Source: an optimization exercise on an open RTL-to-GDS flow (aim: small area, a short achievable clock period and few clock cycles per item). Production flows keep margins and buffers that such runs may drop. Only simulation tests tie the RTL to the original design; equivalence was not proved. Some runs may be left out. An edit can pass the tests and still lose a function that they never use.

**Run 1: pin placement**

(1 px per um) Pins as bars across the die edge, other pins in gray.
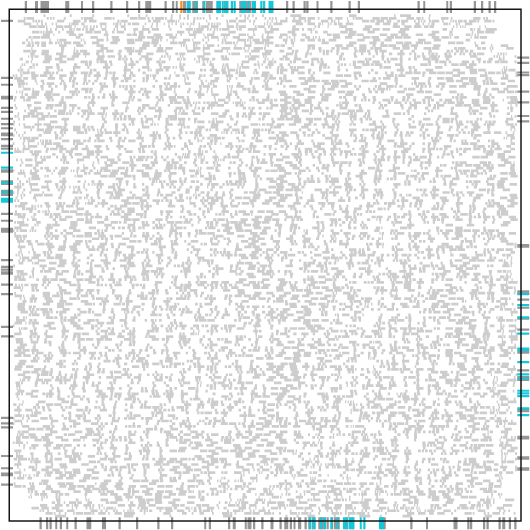
**Run 1: layout detail**

Window x 115 to 140, y 115 to 140 um. Cells in gray, sequential cells in the stronger gray; small squares are vias.
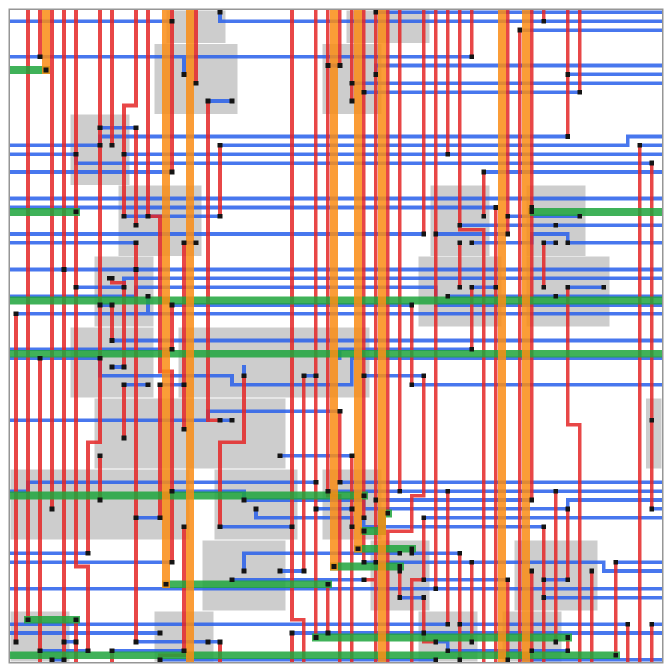
**Run 1: signal wires by layer**

(1 px per um) Two of the layers only.
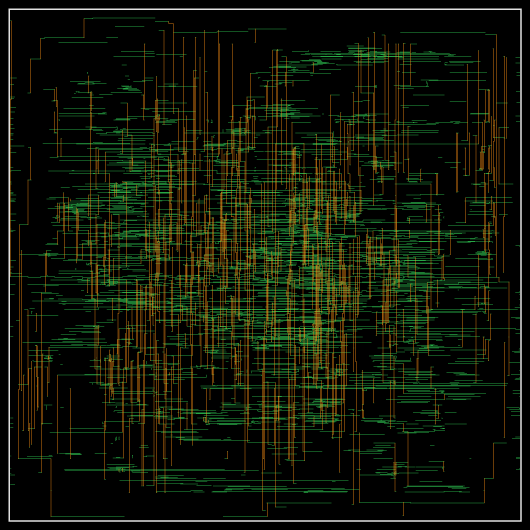
--- flow/design.v: outline only ---
// module mult_top: 12768 lines
// module mul_fa: 5 lines
// module mul_ha: 4 lines
module mult_top (
  input               clk     ,
  input               rst_n   ,
  input               i_valid ,
  input               i_mulw  ,
  input               i_x_sign,
  input               i_y_sign,
  input      [63:0]   i_x     ,
  input      [63:0]   i_y     ,
  output reg          o_valid ,
  output reg [63:0]   o_hi_res,
  output reg [63:0]   o_lw_res
);
  // ...
==> flow/flow/run.sh <==
#!/bin/bash
# Layout flow: the standard ORFS layout (standard.sh, standard synthesis and
# every standard step), except that the port buffers that global placement
# inserts on every input and output are sky130_fd_sc_hd__buf_2 cells instead of
# the default delay-buffer choice. The whole make output goes to run_standard.log.
set -euo pipefail
bash standard.sh BUFFER_PORTS_ARGS="-buffer_cell sky130_fd_sc_hd__buf_2" finish > run_standard.log 2>&1
==> flow/standard.sh <==
#!/bin/bash
# synth_recipe.tcl (not shown) runs the flow's synth.tcl, then flattens the netlist and writes it again
# the make line also repeats each setting of config.mk as NAME=value (left out here)
make -C /OpenROAD-flow-scripts/flow DESIGN_CONFIG=/design/flow/config.mk WORK_HOME=/design/flow/orfs CLKGATE_MAP_FILE= SYNTH_SCRIPT=/design/flow/synth_recipe.tcl "${@:-finish}"
==> flow/config.mk <==
export PLATFORM = sky130hd
export DESIGN_NAME = mult_top
export DESIGN_NICKNAME = mult_top
export VERILOG_FILES = /design/flow/design.v
export SDC_FILE = /design/flow/constraint.sdc
export NUM_CORES = 4
export LEC_CHECK = 0
export ABC_AREA = 1
export CAP_MARGIN = 40
export CELL_PAD_IN_SITES_DETAIL_PLACEMENT = 1
export CELL_PAD_IN_SITES_GLOBAL_PLACEMENT = 2
export CORE_MARGIN = 2
export CORE_UTILIZATION = 35
export PLACE_DENSITY = 0.5
export SLEW_MARGIN = 50
export SYNTH_HIERARCHICAL = 1
==> flow/constraint.sdc <==
create_clock -name core_clock -period 55.0 [get_ports {clk}]
set_input_delay 11.0000 -clock core_clock [delete_from_list [all_inputs] [get_ports {clk}]]
set_output_delay 11.0000 -clock core_clock [all_outputs]
set_load 0.01 [all_outputs]
==> out/results.txt, run 1 <==
Sequential cells: 260
Root buf cell: clkbuf_16
Total of cells resized after clock tree synthesis: 0
Area leader, netlist: fa_1
Run status: timing/DRC/antenna clean
Post-synth ARST share: 0.769%
Most frequent cells in the layout: xor2_1 (2131), o22ai_1 (2048), fa_1 (2048)
WP buf/inv: 1
Total number of vias: 78900
Largest net degree at the start of global routing: 66
Clock-cell share: 1.32%
Yosys reg bits: 260
Simple-Gate Fraction of Synth Area: 2.12%
Met3 Use GR: 9.00%
Num Clock Sinks: 260
Pre-CTS setup slack: 42.20 ns
Warnings from Yosys: 7
Layout cell share with drive strength beyond 1: 10.4%
Length of routed wiring on met1: 203 mm
Drt total wl: 517 mm
Rel. slew slack: 38.1%
Die Y: 510 um
R2R depth: 29
CTS tree: yes
Synth Instances: 8857
WP data required: 44.00 ns
Testbench counts for the RTL of run 1, summed over its fixed seeds: cycles 15,012, items 15,000.
Back to the opening pictures, 'pin placement':
Key: orange = i_x_sign [pins 1, direction input, edge north]; cyan = i_y [pins 64, direction input, edge 26 north, 17 south, 14 east, 7 west]
All pins by edge: 87 north, 82 south, 51 west, 43 east.

Back to the opening pictures, 'layout detail':
Key: blue = metal 1; red = metal 2; orange = metal 4; green = metal 3
Most frequent: o22ai_1 (11), xor2_1 (8), fa_1 (3). 22 logic cells have their middle in the window. Sequential cells in the window: 0.

Back to the opening pictures, 'signal wires by layer':
Key: orange = metal 4 [wire length 32.3 mm]; green = metal 3 [wire length 47.6 mm]

**Run 1: M1 wires**

(1 px per um)
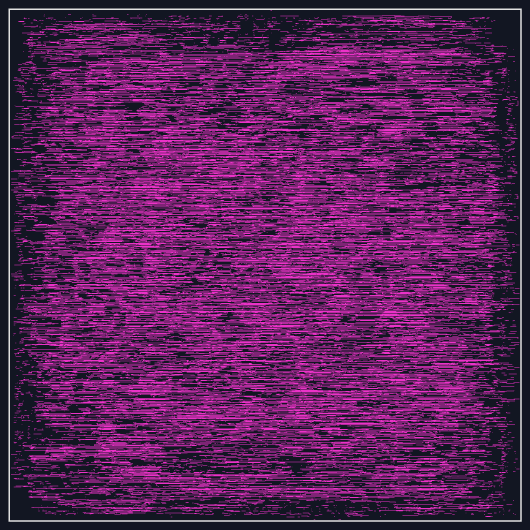

==> run 2, diff against run 1 <==
--- a/flow/design.v
+++ b/flow/design.v
@@ -13,8 +13,9 @@
 );
   reg         s1_valid;
-  reg  [64:0] xr, yr;    
-  wire [64:0] xe, ye;
-  assign xe = i_mulw ? {{33{i_x[31]}}, i_x[31:0]} : {i_x_sign & i_x[63], i_x};
-  assign ye = i_mulw ? {{33{i_y[31]}}, i_y[31:0]} : {i_y_sign & i_y[63], i_y};
+  reg         s1_mulw, s1_x_sign, s1_y_sign;
+  reg  [63:0] s1_x, s1_y;
+  wire [64:0] xr, yr;    
+  assign xr = s1_mulw ? {{33{s1_x[31]}}, s1_x[31:0]} : {s1_x_sign & s1_x[63], s1_x};
+  assign yr = s1_mulw ? {{33{s1_y[31]}}, s1_y[31:0]} : {s1_y_sign & s1_y[63], s1_y};
   always @(posedge clk or negedge rst_n) begin
     if (!rst_n) begin
@@ -27,6 +28,9 @@
   end
   always @(posedge clk) begin
-    xr <= xe;
-    yr <= ye;
+    s1_mulw   <= i_mulw;
+    s1_x_sign <= i_x_sign;
+    s1_y_sign <= i_y_sign;
+    s1_x      <= i_x;
+    s1_y      <= i_y;
   end
   wire eb1;
--- a/flow/config.mk
+++ b/flow/config.mk
@@ -7,10 +7,10 @@
 export LEC_CHECK = 0
 export ABC_AREA = 1
-export CAP_MARGIN = 40
+export CAP_MARGIN = 20
 export CELL_PAD_IN_SITES_DETAIL_PLACEMENT = 1
 export CELL_PAD_IN_SITES_GLOBAL_PLACEMENT = 2
 export CORE_MARGIN = 2
-export CORE_UTILIZATION = 35
-export PLACE_DENSITY = 0.5
-export SLEW_MARGIN = 50
+export CORE_UTILIZATION = 40
+export PLACE_DENSITY = 0.55
+export SLEW_MARGIN = 20
 export SYNTH_HIERARCHICAL = 1
**Run 2: M1 wires**

(1 px per um)
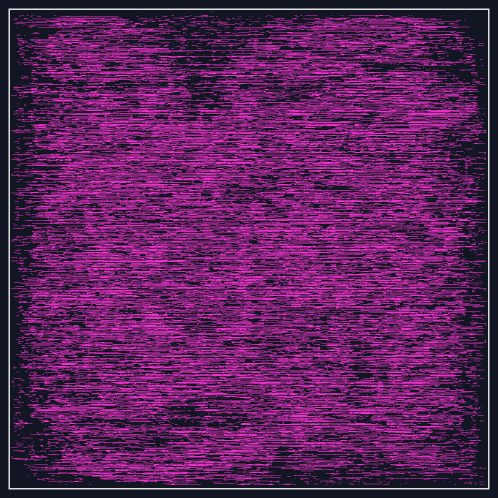
The longest straight run is 219 um. The layer carries 189 mm of wire. The wires run mostly horizontal.

**Run 2: signal wires by layer**

(1 px per um) Two of the layers only.
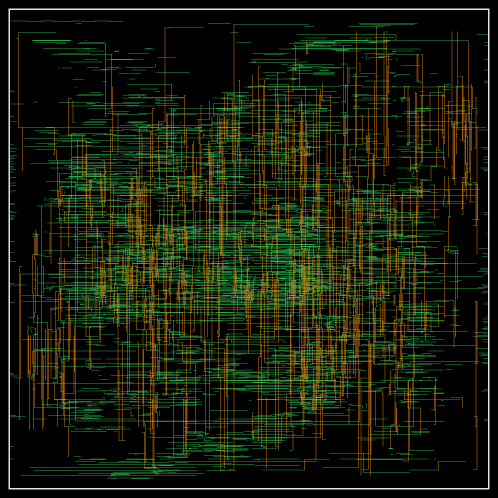
Key: orange = metal 4 [wire length 35.8 mm]; green = metal 3 [wire length 58.5 mm]
WL/cell: 44.7 um
total number of vias: 79700
GRT Resource Usage Total: 43.4%
drt total wl: 503 mm

==> run 2 against run 1 <==
- non-clock buffer count decreased by 33
- clock skew fell by 0.0089 ns
- area after synthesis grew 0.15%
- still clean
- sequential share of layout area is 0.055 points higher
- synthesized cell count down 1.1%
- flip-flop and latch count is 1 higher
- count of clock-buffer cells in the layout is the same
- register-to-register slack lost 0.57 ns
==> out/results.txt, run 2 <==
Total of cells resized after clock tree synthesis: 0
FF/Latch Area: 0.00530 mm2
Gr ovfl total: 0
Synth Area in Compound Gates: 16.3%
WP buf/inv: 1
Met3 Use GR: 13.6%
Area leader, netlist: fa_1
Length of routed wiring on met1: 189 mm
CP endpoint kind: output port
Warnings from Yosys: 7
Startpoint Class: flop
Most frequent cells in the layout: xor2_1 (2121), o22ai_1 (2063), fa_1 (2048)
Top cell type's share of synthesized area: 45.6%
DIE WIDTH: 478 um
Sequential cells: 261
Largest family of logic cells by synthesized area: adder cells
Post-synth ARST share: 0.766%
Largest net degree at the start of global routing: 68
Pre-CTS setup slack: 43.50 ns
Crit path cell chain: buf_2
Routed wl met2: 220 mm
Delay-heaviest family, CP: flip-flops
Final worst slack: 42.84 ns
Run status: timing/DRC/antenna clean
#MultiIn Comb: 7196
CTS tree: yes
Simple-Gate Fraction of Synth Area: 1.73%
Die Y: 478 um
WP data required: 44.00 ns
Final period utilization: 22.1%
Final Util: 42.5%
Clock-cell share: 1.18%
Num Clock Sinks: 261
Layout cell share with drive strength beyond 1: 10.2%
Iteration count of the initial detailed-routing pass: 6
Synth Instances: 8760
Rel. slew slack: 14.0%
R2R depth: 33
Root buf cell: clkbuf_16
Critical path depth: 1
Testbench counts for the RTL of run 2, summed over its fixed seeds: cycles 15,012, items 15,000.
**Run 2: full-chip view from the flow's report step**

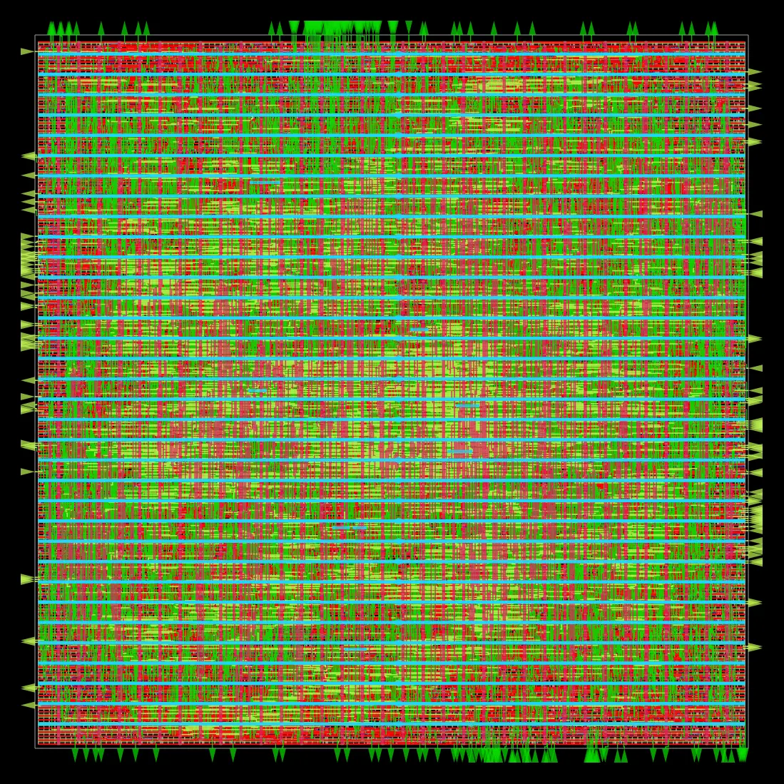

==> run 3, diff against run 2 <==
--- a/flow/design.v
+++ b/flow/design.v
@@ -10707,5 +10707,6 @@
   mul_fa u_s4353 (.a(s4349), .b(c4288), .c(s4351), .s(s4353), .co(c4354));
   mul_ha u_hs4355 (.a(c4290), .b(s4353), .s(hs4355), .co(hc4356));
-  mul_fa u_s4357 (.a(1'b1), .b(pp70), .c(pp138), .s(s4357), .co(c4358));
+  assign s4357 = ~(pp70 ^ pp138);
+  assign c4358 = pp70 | pp138;
   mul_fa u_s4359 (.a(pp206), .b(pp274), .c(pp342), .s(s4359), .co(c4360));
   mul_fa u_s4361 (.a(pp410), .b(pp478), .c(pp546), .s(s4361), .co(c4362));
@@ -10739,5 +10740,6 @@
   mul_fa u_s4417 (.a(c4350), .b(s4413), .c(s4415), .s(s4417), .co(c4418));
   mul_fa u_s4419 (.a(c4352), .b(s4417), .c(c4354), .s(s4419), .co(c4420));
-  mul_fa u_s4421 (.a(1'b1), .b(pp139), .c(pp207), .s(s4421), .co(c4422));
+  assign s4421 = ~(pp139 ^ pp207);
+  assign c4422 = pp139 | pp207;
   mul_fa u_s4423 (.a(pp275), .b(pp343), .c(pp411), .s(s4423), .co(c4424));
   mul_fa u_s4425 (.a(pp479), .b(pp547), .c(pp615), .s(s4425), .co(c4426));
@@ -10802,5 +10804,6 @@
   mul_fa u_s4543 (.a(c4478), .b(s4539), .c(s4541), .s(s4543), .co(c4544));
   mul_fa u_s4545 (.a(c4480), .b(s4543), .c(c4482), .s(s4545), .co(c4546));
-  mul_fa u_s4547 (.a(1'b1), .b(pp209), .c(pp277), .s(s4547), .co(c4548));
+  assign s4547 = ~(pp209 ^ pp277);
+  assign c4548 = pp209 | pp277;
   mul_fa u_s4549 (.a(pp345), .b(pp413), .c(pp481), .s(s4549), .co(c4550));
   mul_fa u_s4551 (.a(pp549), .b(pp617), .c(pp685), .s(s4551), .co(c4552));
@@ -10863,5 +10866,6 @@
   mul_fa u_s4665 (.a(c4602), .b(s4661), .c(s4663), .s(s4665), .co(c4666));
   mul_fa u_s4667 (.a(c4604), .b(s4665), .c(c4606), .s(s4667), .co(c4668));
-  mul_fa u_s4669 (.a(1'b1), .b(pp279), .c(pp347), .s(s4669), .co(c4670));
+  assign s4669 = ~(pp279 ^ pp347);
+  assign c4670 = pp279 | pp347;
   mul_fa u_s4671 (.a(pp415), .b(pp483), .c(pp551), .s(s4671), .co(c4672));
   mul_fa u_s4673 (.a(pp619), .b(pp687), .c(pp755), .s(s4673), .co(c4674));
@@ -10922,5 +10926,6 @@
   mul_fa u_s4783 (.a(s4779), .b(c4722), .c(s4781), .s(s4783), .co(c4784));
   mul_fa u_s4785 (.a(c4724), .b(s4783), .c(c4726), .s(s4785), .co(c4786));
-  mul_fa u_s4787 (.a(1'b1), .b(pp349), .c(pp417), .s(s4787), .co(c4788));
+  assign s4787 = ~(pp349 ^ pp417);
+  assign c4788 = pp349 | pp417;
   mul_fa u_s4789 (.a(pp485), .b(pp553), .c(pp621), .s(s4789), .co(c4790));
   mul_fa u_s4791 (.a(pp689), .b(pp757), .c(pp825), .s(s4791), .co(c4792));
@@ -10979,5 +10984,6 @@
   mul_fa u_s4897 (.a(s4893), .b(c4838), .c(c4840), .s(s4897), .co(c4898));
   mul_fa u_s4899 (.a(s4895), .b(s4897), .c(c4842), .s(s4899), .co(c4900));
-  mul_fa u_s4901 (.a(1'b1), .b(pp419), .c(pp487), .s(s4901), .co(c4902));
+  assign s4901 = ~(pp419 ^ pp487);
+  assign c4902 = pp419 | pp487;
   mul_fa u_s4903 (.a(pp555), .b(pp623), .c(pp691), .s(s4903), .co(c4904));
   mul_fa u_s4905 (.a(pp759), .b(pp827), .c(pp895), .s(s4905), .co(c4906));
@@ -11034,5 +11040,6 @@
   mul_fa u_s5007 (.a(c4950), .b(s5003), .c(s5005), .s(s5007), .co(c5008));
   mul_fa u_s5009 (.a(c4952), .b(s5007), .c(c4954), .s(s5009), .co(c5010));
-  mul_fa u_s5011 (.a(1'b1), .b(pp489), .c(pp557), .s(s5011), .co(c5012));
+  assign s5011 = ~(pp489 ^ pp557);
+  assign c5012 = pp489 | pp557;
   mul_fa u_s5013 (.a(pp625), .b(pp693), .c(pp761), .s(s5013), .co(c5014));
   mul_fa u_s5015 (.a(pp829), .b(pp897), .c(pp965), .s(s5015), .co(c5016));
@@ -11087,5 +11094,6 @@
   mul_fa u_s5113 (.a(c5058), .b(s5109), .c(c5060), .s(s5113), .co(c5114));
   mul_fa u_s5115 (.a(s5111), .b(s5113), .c(c5062), .s(s5115), .co(c5116));
-  mul_fa u_s5117 (.a(1'b1), .b(pp559), .c(pp627), .s(s5117), .co(c5118));
+  assign s5117 = ~(pp559 ^ pp627);
+  assign c5118 = pp559 | pp627;
   mul_fa u_s5119 (.a(pp695), .b(pp763), .c(pp831), .s(s5119), .co(c5120));
   mul_fa u_s5121 (.a(pp899), .b(pp967), .c(pp1035), .s(s5121), .co(c5122));
@@ -11138,5 +11146,6 @@
   mul_fa u_s5215 (.a(c5162), .b(s5211), .c(s5213), .s(s5215), .co(c5216));
   mul_fa u_s5217 (.a(c5164), .b(s5215), .c(c5166), .s(s5217), .co(c5218));
-  mul_fa u_s5219 (.a(1'b1), .b(pp629), .c(pp697), .s(s5219), .co(c5220));
+  assign s5219 = ~(pp629 ^ pp697);
+  assign c5220 = pp629 | pp697;
   mul_fa u_s5221 (.a(pp765), .b(pp833), .c(pp901), .s(s5221), .co(c5222));
   mul_fa u_s5223 (.a(pp969), .b(pp1037), .c(pp1105), .s(s5223), .co(c5224));
@@ -11187,5 +11196,6 @@
   mul_fa u_s5313 (.a(c5262), .b(s5309), .c(c5264), .s(s5313), .co(c5314));
   mul_fa u_s5315 (.a(s5311), .b(c5266), .c(s5313), .s(s5315), .co(c5316));
-  mul_fa u_s5317 (.a(1'b1), .b(pp699), .c(pp767), .s(s5317), .co(c5318));
+  assign s5317 = ~(pp699 ^ pp767);
+  assign c5318 = pp699 | pp767;
   mul_fa u_s5319 (.a(pp835), .b(pp903), .c(pp971), .s(s5319), .co(c5320));
   mul_fa u_s5321 (.a(pp1039), .b(pp1107), .c(pp1175), .s(s5321), .co(c5322));
@@ -11234,5 +11244,6 @@
   mul_fa u_s5407 (.a(c5358), .b(s5403), .c(c5360), .s(s5407), .co(c5408));
   mul_fa u_s5409 (.a(s5405), .b(c5362), .c(s5407), .s(s5409), .co(c5410));
-  mul_fa u_s5411 (.a(1'b1), .b(pp769), .c(pp837), .s(s5411), .co(c5412));
+  assign s5411 = ~(pp769 ^ pp837);
+  assign c5412 = pp769 | pp837;
   mul_fa u_s5413 (.a(pp905), .b(pp973), .c(pp1041), .s(s5413), .co(c5414));
   mul_fa u_s5415 (.a(pp1109), .b(pp1177), .c(pp1245), .s(s5415), .co(c5416));
@@ -11279,5 +11290,6 @@
   mul_fa u_s5497 (.a(c5450), .b(s5493), .c(s5495), .s(s5497), .co(c5498));
   mul_fa u_s5499 (.a(c5452), .b(s5497), .c(c5454), .s(s5499), .co(c5500));
-  mul_fa u_s5501 (.a(1'b1), .b(pp839), .c(pp907), .s(s5501), .co(c5502));
+  assign s5501 = ~(pp839 ^ pp907);
+  assign c5502 = pp839 | pp907;
   mul_fa u_s5503 (.a(pp975), .b(pp1043), .c(pp1111), .s(s5503), .co(c5504));
   mul_fa u_s5505 (.a(pp1179), .b(pp1247), .c(pp1315), .s(s5505), .co(c5506));
@@ -11322,5 +11334,6 @@
   mul_fa u_s5583 (.a(c5538), .b(s5579), .c(s5581), .s(s5583), .co(c5584));
   mul_fa u_s5585 (.a(c5540), .b(s5583), .c(c5542), .s(s5585), .co(c5586));
-  mul_fa u_s5587 (.a(1'b1), .b(pp909), .c(pp977), .s(s5587), .co(c5588));
+  assign s5587 = ~(pp909 ^ pp977);
+  assign c5588 = pp909 | pp977;
   mul_fa u_s5589 (.a(pp1045), .b(pp1113), .c(pp1181), .s(s5589), .co(c5590));
   mul_fa u_s5591 (.a(pp1249), .b(pp1317), .c(pp1385), .s(s5591), .co(c5592));
@@ -11363,5 +11376,6 @@
   mul_fa u_s5665 (.a(c5622), .b(s5661), .c(s5663), .s(s5665), .co(c5666));
   mul_fa u_s5667 (.a(c5624), .b(s5665), .c(c5626), .s(s5667), .co(c5668));
-  mul_fa u_s5669 (.a(1'b1), .b(pp979), .c(pp1047), .s(s5669), .co(c5670));
+  assign s5669 = ~(pp979 ^ pp1047);
+  assign c5670 = pp979 | pp1047;
   mul_fa u_s5671 (.a(pp1115), .b(pp1183), .c(pp1251), .s(s5671), .co(c5672));
   mul_fa u_s5673 (.a(pp1319), .b(pp1387), .c(pp1455), .s(s5673), .co(c5674));
@@ -11402,5 +11416,6 @@
   mul_fa u_s5743 (.a(s5739), .b(c5702), .c(s5741), .s(s5743), .co(c5744));
   mul_fa u_s5745 (.a(c5704), .b(s5743), .c(c5706), .s(s5745), .co(c5746));
-  mul_fa u_s5747 (.a(1'b1), .b(pp1049), .c(pp1117), .s(s5747), .co(c5748));
+  assign s5747 = ~(pp1049 ^ pp1117);
+  assign c5748 = pp1049 | pp1117;
   mul_fa u_s5749 (.a(pp1185), .b(pp1253), .c(pp1321), .s(s5749), .co(c5750));
   mul_fa u_s5751 (.a(pp1389), .b(pp1457), .c(pp1525), .s(s5751), .co(c5752));
@@ -11439,5 +11454,6 @@
   mul_fa u_s5817 (.a(s5813), .b(c5778), .c(c5780), .s(s5817), .co(c5818));
   mul_fa u_s5819 (.a(s5815), .b(c5782), .c(s5817), .s(s5819), .co(c5820));
-  mul_fa u_s5821 (.a(1'b1), .b(pp1119), .c(pp1187), .s(s5821), .co(c5822));
+  assign s5821 = ~(pp1119 ^ pp1187);
+  assign c5822 = pp1119 | pp1187;
   mul_fa u_s5823 (.a(pp1255), .b(pp1323), .c(pp1391), .s(s5823), .co(c5824));
   mul_fa u_s5825 (.a(pp1459), .b(pp1527), .c(pp1595), .s(s5825), .co(c5826));
@@ -11474,5 +11490,6 @@
   mul_fa u_s5887 (.a(c5850), .b(s5883), .c(s5885), .s(s5887), .co(c5888));
   mul_fa u_s5889 (.a(c5852), .b(s5887), .c(c5854), .s(s5889), .co(c5890));
-  mul_fa u_s5891 (.a(1'b1), .b(pp1189), .c(pp1257), .s(s5891), .co(c5892));
+  assign s5891 = ~(pp1189 ^ pp1257);
+  assign c5892 = pp1189 | pp1257;
   mul_fa u_s5893 (.a(pp1325), .b(pp1393), .c(pp1461), .s(s5893), .co(c5894));
   mul_fa u_s5895 (.a(pp1529), .b(pp1597), .c(pp1665), .s(s5895), .co(c5896));
@@ -11507,5 +11524,6 @@
   mul_fa u_s5953 (.a(c5918), .b(s5949), .c(c5920), .s(s5953), .co(c5954));
   mul_fa u_s5955 (.a(s5951), .b(c5922), .c(s5953), .s(s5955), .co(c5956));
-  mul_fa u_s5957 (.a(1'b1), .b(pp1259), .c(pp1327), .s(s5957), .co(c5958));
+  assign s5957 = ~(pp1259 ^ pp1327);
+  assign c5958 = pp1259 | pp1327;
   mul_fa u_s5959 (.a(pp1395), .b(pp1463), .c(pp1531), .s(s5959), .co(c5960));
   mul_fa u_s5961 (.a(pp1599), .b(pp1667), .c(pp1735), .s(s5961), .co(c5962));
@@ -11538,5 +11556,6 @@
   mul_fa u_s6015 (.a(c5982), .b(s6011), .c(c5984), .s(s6015), .co(c6016));
   mul_fa u_s6017 (.a(s6013), .b(c5986), .c(s6015), .s(s6017), .co(c6018));
-  mul_fa u_s6019 (.a(1'b1), .b(pp1329), .c(pp1397), .s(s6019), .co(c6020));
+  assign s6019 = ~(pp1329 ^ pp1397);
+  assign c6020 = pp1329 | pp1397;
   mul_fa u_s6021 (.a(pp1465), .b(pp1533), .c(pp1601), .s(s6021), .co(c6022));
   mul_fa u_s6023 (.a(pp1669), .b(pp1737), .c(pp1805), .s(s6023), .co(c6024));
@@ -11567,5 +11586,6 @@
   mul_fa u_s6073 (.a(c6042), .b(s6069), .c(c6044), .s(s6073), .co(c6074));
   mul_fa u_s6075 (.a(s6071), .b(c6046), .c(s6073), .s(s6075), .co(c6076));
-  mul_fa u_s6077 (.a(1'b1), .b(pp1399), .c(pp1467), .s(s6077), .co(c6078));
+  assign s6077 = ~(pp1399 ^ pp1467);
+  assign c6078 = pp1399 | pp1467;
   mul_fa u_s6079 (.a(pp1535), .b(pp1603), .c(pp1671), .s(s6079), .co(c6080));
   mul_fa u_s6081 (.a(pp1739), .b(pp1807), .c(pp1875), .s(s6081), .co(c6082));
@@ -11594,5 +11614,6 @@
   mul_fa u_s6127 (.a(c6098), .b(s6123), .c(s6125), .s(s6127), .co(c6128));
   mul_fa u_s6129 (.a(c6100), .b(s6127), .c(c6102), .s(s6129), .co(c6130));
-  mul_fa u_s6131 (.a(1'b1), .b(pp1469), .c(pp1537), .s(s6131), .co(c6132));
+  assign s6131 = ~(pp1469 ^ pp1537);
+  assign c6132 = pp1469 | pp1537;
   mul_fa u_s6133 (.a(pp1605), .b(pp1673), .c(pp1741), .s(s6133), .co(c6134));
   mul_fa u_s6135 (.a(pp1809), .b(pp1877), .c(pp1945), .s(s6135), .co(c6136));
@@ -11619,5 +11640,6 @@
   mul_fa u_s6177 (.a(s6173), .b(c6150), .c(s6175), .s(s6177), .co(c6178));
   mul_fa u_s6179 (.a(c6152), .b(s6177), .c(c6154), .s(s6179), .co(c6180));
-  mul_fa u_s6181 (.a(1'b1), .b(pp1539), .c(pp1607), .s(s6181), .co(c6182));
+  assign s6181 = ~(pp1539 ^ pp1607);
+  assign c6182 = pp1539 | pp1607;
   mul_fa u_s6183 (.a(pp1675), .b(pp1743), .c(pp1811), .s(s6183), .co(c6184));
   mul_fa u_s6185 (.a(pp1879), .b(pp1947), .c(pp2015), .s(s6185), .co(c6186));
@@ -11642,5 +11664,6 @@
   mul_fa u_s6223 (.a(c6198), .b(s6219), .c(c6200), .s(s6223), .co(c6224));
   mul_fa u_s6225 (.a(s6221), .b(c6202), .c(s6223), .s(s6225), .co(c6226));
-  mul_fa u_s6227 (.a(1'b1), .b(pp1609), .c(pp1677), .s(s6227), .co(c6228));
+  assign s6227 = ~(pp1609 ^ pp1677);
+  assign c6228 = pp1609 | pp1677;
   mul_fa u_s6229 (.a(pp1745), .b(pp1813), .c(pp1881), .s(s6229), .co(c6230));
   mul_fa u_s6231 (.a(pp1949), .b(pp2017), .c(pp2085), .s(s6231), .co(c6232));
@@ -11663,5 +11686,6 @@
   mul_fa u_s6265 (.a(c6242), .b(s6261), .c(c6244), .s(s6265), .co(c6266));
   mul_fa u_s6267 (.a(s6263), .b(c6246), .c(s6265), .s(s6267), .co(c6268));
-  mul_fa u_s6269 (.a(1'b1), .b(pp1679), .c(pp1747), .s(s6269), .co(c6270));
+  assign s6269 = ~(pp1679 ^ pp1747);
+  assign c6270 = pp1679 | pp1747;
   mul_fa u_s6271 (.a(pp1815), .b(pp1883), .c(pp1951), .s(s6271), .co(c6272));
   mul_fa u_s6273 (.a(pp2019), .b(pp2087), .c(pp2155), .s(s6273), .co(c6274));
@@ -11682,5 +11706,6 @@
   mul_fa u_s6303 (.a(c6282), .b(s6299), .c(c6284), .s(s6303), .co(c6304));
   mul_fa u_s6305 (.a(s6301), .b(c6286), .c(s6303), .s(s6305), .co(c6306));
-  mul_fa u_s6307 (.a(1'b1), .b(pp1749), .c(pp1817), .s(s6307), .co(c6308));
+  assign s6307 = ~(pp1749 ^ pp1817);
+  assign c6308 = pp1749 | pp1817;
   mul_fa u_s6309 (.a(pp1885), .b(pp1953), .c(pp2021), .s(s6309), .co(c6310));
   mul_fa u_s6311 (.a(pp2089), .b(pp2157), .c(pp2225), .s(s6311), .co(c6312));
@@ -11699,5 +11724,6 @@
   mul_fa u_s6337 (.a(s6333), .b(c6318), .c(s6335), .s(s6337), .co(c6338));
   mul_fa u_s6339 (.a(c6320), .b(s6337), .c(c6322), .s(s6339), .co(c6340));
-  mul_fa u_s6341 (.a(1'b1), .b(pp1819), .c(pp1887), .s(s6341), .co(c6342));
+  assign s6341 = ~(pp1819 ^ pp1887);
+  assign c6342 = pp1819 | pp1887;
   mul_fa u_s6343 (.a(pp1955), .b(pp2023), .c(pp2091), .s(s6343), .co(c6344));
   mul_fa u_s6345 (.a(pp2159), .b(pp2227), .c(pp2295), .s(s6345), .co(c6346));
@@ -11714,5 +11740,6 @@
   mul_fa u_s6367 (.a(c6350), .b(s6363), .c(c6352), .s(s6367), .co(c6368));
   mul_fa u_s6369 (.a(s6365), .b(c6354), .c(s6367), .s(s6369), .co(c6370));
-  mul_fa u_s6371 (.a(1'b1), .b(pp1889), .c(pp1957), .s(s6371), .co(c6372));
+  assign s6371 = ~(pp1889 ^ pp1957);
+  assign c6372 = pp1889 | pp1957;
   mul_fa u_s6373 (.a(pp2025), .b(pp2093), .c(pp2161), .s(s6373), .co(c6374));
   mul_fa u_s6375 (.a(pp2229), .b(pp2297), .c(c6358), .s(s6375), .co(c6376));
@@ -11727,5 +11754,6 @@
   mul_fa u_s6393 (.a(s6389), .b(c6378), .c(c6380), .s(s6393), .co(c6394));
   mul_fa u_s6395 (.a(s6391), .b(c6382), .c(s6393), .s(s6395), .co(c6396));
-  mul_fa u_s6397 (.a(1'b1), .b(pp1959), .c(pp2027), .s(s6397), .co(c6398));
+  assign s6397 = ~(pp1959 ^ pp2027);
+  assign c6398 = pp1959 | pp2027;
   mul_fa u_s6399 (.a(pp2095), .b(pp2163), .c(pp2231), .s(s6399), .co(c6400));
   mul_fa u_s6401 (.a(pp2299), .b(c6386), .c(c6388), .s(s6401), .co(c6402));
@@ -11738,5 +11766,6 @@
   mul_fa u_s6415 (.a(s6411), .b(c6402), .c(s6413), .s(s6415), .co(c6416));
   mul_fa u_s6417 (.a(c6404), .b(s6415), .c(c6406), .s(s6417), .co(c6418));
-  mul_fa u_s6419 (.a(1'b1), .b(pp2029), .c(pp2097), .s(s6419), .co(c6420));
+  assign s6419 = ~(pp2029 ^ pp2097);
+  assign c6420 = pp2029 | pp2097;
   mul_fa u_s6421 (.a(pp2165), .b(pp2233), .c(pp2301), .s(s6421), .co(c6422));
   mul_fa u_s6423 (.a(c6410), .b(c6412), .c(s6419), .s(s6423), .co(c6424));
@@ -11747,5 +11776,6 @@
   mul_fa u_s6433 (.a(c6422), .b(s6429), .c(s6431), .s(s6433), .co(c6434));
   mul_fa u_s6435 (.a(c6424), .b(c6426), .c(s6433), .s(s6435), .co(c6436));
-  mul_fa u_s6437 (.a(1'b1), .b(pp2099), .c(pp2167), .s(s6437), .co(c6438));
+  assign s6437 = ~(pp2099 ^ pp2167);
+  assign c6438 = pp2099 | pp2167;
   mul_fa u_s6439 (.a(pp2235), .b(pp2303), .c(c6430), .s(s6439), .co(c6440));
   mul_fa u_s6441 (.a(s6437), .b(c6432), .c(s6439), .s(s6441), .co(c6442));
@@ -11754,10 +11784,12 @@
   mul_fa u_s6447 (.a(pp2304), .b(c6438), .c(s6445), .s(s6447), .co(c6448));
   mul_fa u_s6449 (.a(c6440), .b(s6447), .c(c6442), .s(s6449), .co(c6450));
-  mul_fa u_s6451 (.a(1'b1), .b(pp2169), .c(pp2237), .s(s6451), .co(c6452));
+  assign s6451 = ~(pp2169 ^ pp2237);
+  assign c6452 = pp2169 | pp2237;
   mul_fa u_s6453 (.a(pp2305), .b(c6446), .c(s6451), .s(s6453), .co(c6454));
   mul_ha u_hs6455 (.a(c6448), .b(s6453), .s(hs6455), .co(hc6456));
   mul_fa u_s6457 (.a(pp2170), .b(pp2238), .c(pp2306), .s(s6457), .co(c6458));
   mul_fa u_s6459 (.a(c6452), .b(s6457), .c(c6454), .s(s6459), .co(c6460));
-  mul_fa u_s6461 (.a(1'b1), .b(pp2239), .c(pp2307), .s(s6461), .co(c6462));
+  assign s6461 = ~(pp2239 ^ pp2307);
+  assign c6462 = pp2239 | pp2307;
   mul_ha u_hs6463 (.a(c6458), .b(s6461), .s(hs6463), .co(hc6464));
   mul_fa u_s6465 (.a(pp2240), .b(pp2308), .c(c6462), .s(s6465), .co(c6466));
--- a/flow/config.mk
+++ b/flow/config.mk
@@ -11,6 +11,6 @@
 export CELL_PAD_IN_SITES_GLOBAL_PLACEMENT = 2
 export CORE_MARGIN = 2
-export CORE_UTILIZATION = 40
-export PLACE_DENSITY = 0.55
+export CORE_UTILIZATION = 45
+export PLACE_DENSITY = 0.6
 export SLEW_MARGIN = 20
 export SYNTH_HIERARCHICAL = 1
**Run 3: full-chip view from the flow's report step**

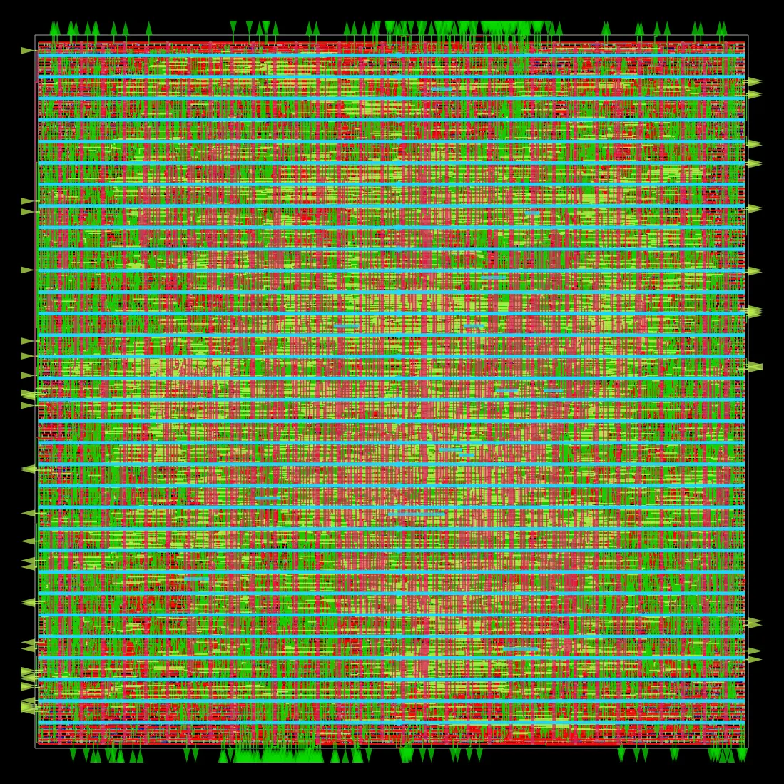
Post-Layout Cell Count: 11000
Die Y: 451 um
# IOs: 263
Final Util: 47.6%

==> run 3 against run 2 <==
- still clean on timing, DRC and antenna
- clock skew increased by 0.011 ns
- die area decreased by 11%
- flip-flop and latch count unchanged
- via count increased by 2.0%
- cell count decreased by 2.4%
- sequential share of layout area about the same
- utilization increased by 5.2 points
- critical path type is now reg2reg
- largest cell class unchanged
- highest routed layer unchanged
==> out/results.txt, run 3 <==
Total of cells resized after clock tree synthesis: 0
Final worst slack: 42.18 ns
Layout cell share with drive strength beyond 1: 10.0%
Met3 Use GR: 16.5%
CTS tree: yes
Yosys reg bits: 261
Delay-heaviest family, CP: adder cells
Gr ovfl total: 0
Run status: timing/DRC/antenna clean
Most frequent cells in the layout: xor2_1 (2090), o22ai_1 (2063), fa_1 (2016)
FF/Latch Area: 0.00530 mm2
Pre-CTS setup slack: 42.56 ns
Critical path depth: 30
CP endpoint kind: flop
Routed wl met2: 211 mm
Area leader, netlist: fa_1
Total number of vias: 81300
Largest family of logic cells by synthesized area: adder cells
Length of routed wiring on met1: 175 mm
Iteration count of the initial detailed-routing pass: 7
DIE WIDTH: 451 um
Clock-cell share: 1.28%
Synth Area in Compound Gates: 16.3%
Sequential cells: 261
Warnings from Yosys: 7
GRT Resource Usage Total: 47.5%
Drt total wl: 489 mm
Post-synth ARST share: 0.766%
R2R depth: 30
WL/cell: 44.5 um
Rel. slew slack: 20.0%
Top cell type's share of synthesized area: 44.9%
Synth Instances: 8837
Final period utilization: 23.3%
WP data required: 55.56 ns
Testbench counts for the RTL of run 3, summed over its fixed seeds: cycles 15,012, items 15,000.
**Run 3: layout detail**

Window x 100 to 125, y 100 to 125 um. Cells in gray, sequential cells in the stronger gray; small squares are vias.
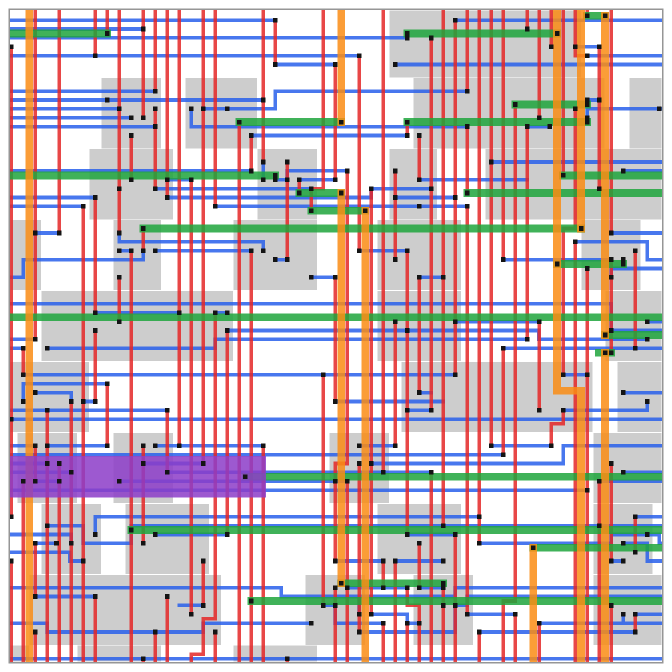
Key: purple = metal 5; blue = metal 1; orange = metal 4; red = metal 2; green = metal 3
Sequential cells in the window: 0. 30 logic cells have their middle in the window. Most frequent: o22ai_1 (10), xor2_1 (7), fa_1 (6).

**Run 3: pin placement**

(1 px per um) Pins as bars across the die edge, other pins in gray.
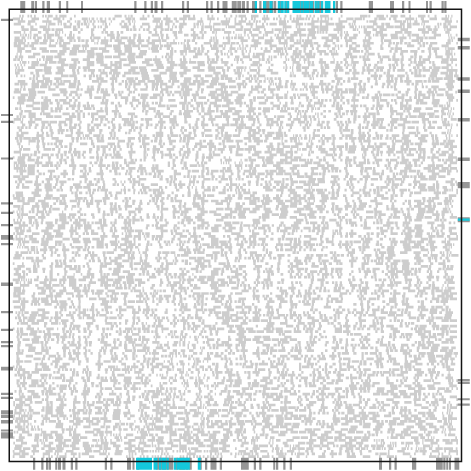

==> run 4, diff against run 3 <==
--- a/flow/design.v
+++ b/flow/design.v
@@ -13,9 +13,8 @@
 );
   reg         s1_valid;
-  reg         s1_mulw, s1_x_sign, s1_y_sign;
-  reg  [63:0] s1_x, s1_y;
-  wire [64:0] xr, yr;    
-  assign xr = s1_mulw ? {{33{s1_x[31]}}, s1_x[31:0]} : {s1_x_sign & s1_x[63], s1_x};
-  assign yr = s1_mulw ? {{33{s1_y[31]}}, s1_y[31:0]} : {s1_y_sign & s1_y[63], s1_y};
+  reg  [64:0] xr, yr;    
+  wire [64:0] xe, ye;
+  assign xe = i_mulw ? {{33{i_x[31]}}, i_x[31:0]} : {i_x_sign & i_x[63], i_x};
+  assign ye = i_mulw ? {{33{i_y[31]}}, i_y[31:0]} : {i_y_sign & i_y[63], i_y};
   always @(posedge clk or negedge rst_n) begin
     if (!rst_n) begin
@@ -28,9 +27,6 @@
   end
   always @(posedge clk) begin
-    s1_mulw   <= i_mulw;
-    s1_x_sign <= i_x_sign;
-    s1_y_sign <= i_y_sign;
-    s1_x      <= i_x;
-    s1_y      <= i_y;
+    xr <= xe;
+    yr <= ye;
   end
   wire eb1;
--- a/flow/config.mk
+++ b/flow/config.mk
@@ -11,6 +11,6 @@
 export CELL_PAD_IN_SITES_GLOBAL_PLACEMENT = 2
 export CORE_MARGIN = 2
-export CORE_UTILIZATION = 45
-export PLACE_DENSITY = 0.6
+export CORE_UTILIZATION = 40
+export PLACE_DENSITY = 0.55
 export SLEW_MARGIN = 20
 export SYNTH_HIERARCHICAL = 1
**Run 4: pin placement**

(1 px per um) Pins as bars across the die edge, other pins in gray.
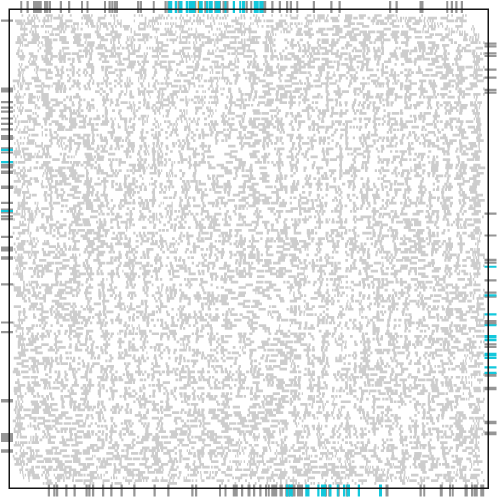
Key: orange = i_x_sign [pins 1, direction input, edge north]; cyan = i_y [pins 64, direction input, edge 31 north, 18 south, 12 east, 3 west]
All pins by edge: 92 north, 82 south, 49 west, 40 east.
DIE WIDTH: 477 um
Die Y: 477 um
number of port buffers: 262

==> run 4 against run 3 <==
- first-iteration DRC count is 14% lower
- critical path depth is 29 lower
- fmax is 5.4% higher
- sequential share of layout area hardly changed
- count of clock-buffer cells in the layout is 3 lower
- critical endpoint is now o_valid
- largest cell class unchanged
==> out/results.txt, run 4 <==
GRT Resource Usage Total: 42.4%
WP data required: 44.00 ns
Num Clock Sinks: 260
Sequential cells: 260
Pre-CTS setup slack: 41.83 ns
Buffer share of cell area: 4.00%
Length of routed wiring on met1: 186 mm
# IOs: 263
Post-synth ARST share: 0.769%
Final period utilization: 22.1%
Crit path cell chain: buf_2
Warnings from Yosys: 7
Synth Instances: 8950
CTS tree: yes
Rel. slew slack: 24.5%
WP buf/inv: 1
Clock-cell share: 1.24%
Largest family of logic cells by synthesized area: adder cells
Delay-heaviest family, CP: flip-flops
FF/Latch Area: 0.00534 mm2
Gr ovfl total: 0
Most frequent cells in the layout: xor2_1 (2132), o22ai_1 (2048), fa_1 (2016)
Met3 Use GR: 12.3%
Routed wl met2: 216 mm
Top cell type's share of synthesized area: 45.0%
Area leader, netlist: fa_1
Final Util: 42.6%
Post-CTS setup buffer count: 0
Final worst slack: 42.84 ns
Post-Layout Cell Count: 11500
Hold Path Stages: 0
#MultiIn Comb: 7245
R2R depth: 29
Synth Area in Compound Gates: 16.4%
Run status: timing/DRC/antenna clean
Iteration count of the initial detailed-routing pass: 6
Startpoint Class: flop
Root buf cell: clkbuf_16
Drt total wl: 491 mm
Simple-Gate Fraction of Synth Area: 2.14%
Critical path depth: 1
Testbench counts for the RTL of run 4, summed over its fixed seeds: cycles 15,012, items 15,000.
**Run 4: layout detail**

Window x 107 to 132, y 107 to 132 um. Cells in gray, sequential cells in the stronger gray; small squares are vias.
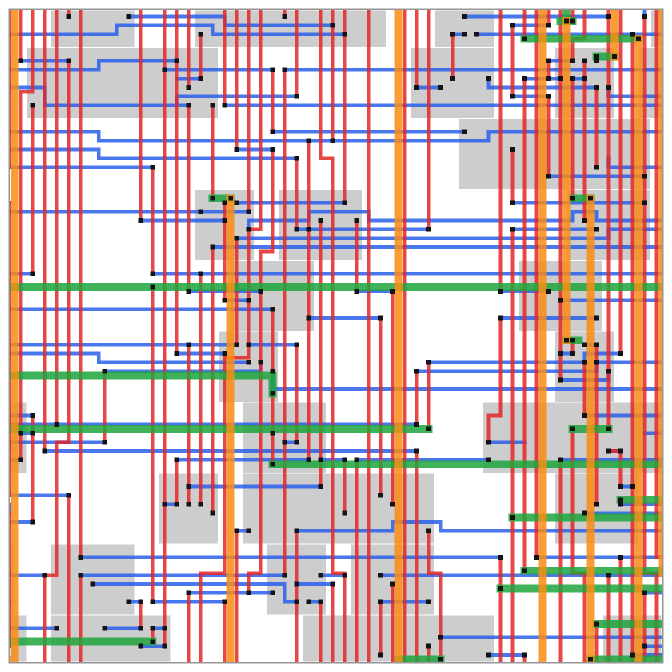
Key: green = metal 3; orange = metal 4; blue = metal 1; red = metal 2
25 logic cells have their middle in the window. Most frequent: xor2_1 (11), o22ai_1 (7), fa_1 (6). Sequential cells in the window: 0.

-- what the ideal ports hide --
In the flow no input, the clock included, has a driving cell. The finished layouts below were timed again as built, in two steps.
Step 1 assumes that a clkbuf_16 drives the clock port and a buf_2 every other input.
Step 2, shift: input delay + t, output delay - t, t = (earliest + latest rising clock arrival at the registers) / 2. This alone moves slack from input paths to output paths.
a / b / c = ideal ports / drivers / drivers and shift; a / b = the first two.
| run | t, ns | slack for setup (ns) | hold slack, ns | slew at the worst register clock pin (ns) |
|---|---|---|---|---|
| run 1 | 0.756 | 42.862 / 42.764 / 42.471 | 0.357 / 0.357 / 0.357 | 0.06 / 0.06 |
| run 2 | 0.765 | 42.843 / 42.749 / 43.340 | 0.348 / 0.348 / 0.348 | 0.06 / 0.06 |
| run 3 | 0.762 | 42.183 / 42.183 / 42.183 | 0.351 / 0.351 / 0.351 | 0.06 / 0.06 |
| run 4 | 0.774 | 42.844 / 42.740 / 42.177 | 0.365 / 0.365 / 0.365 | 0.07 / 0.07 |
After both steps every run listed still meets setup and hold. The setup slack of run 4, which loses most, moves by -0.104 ns with the drivers and by -0.667 ns with both steps.
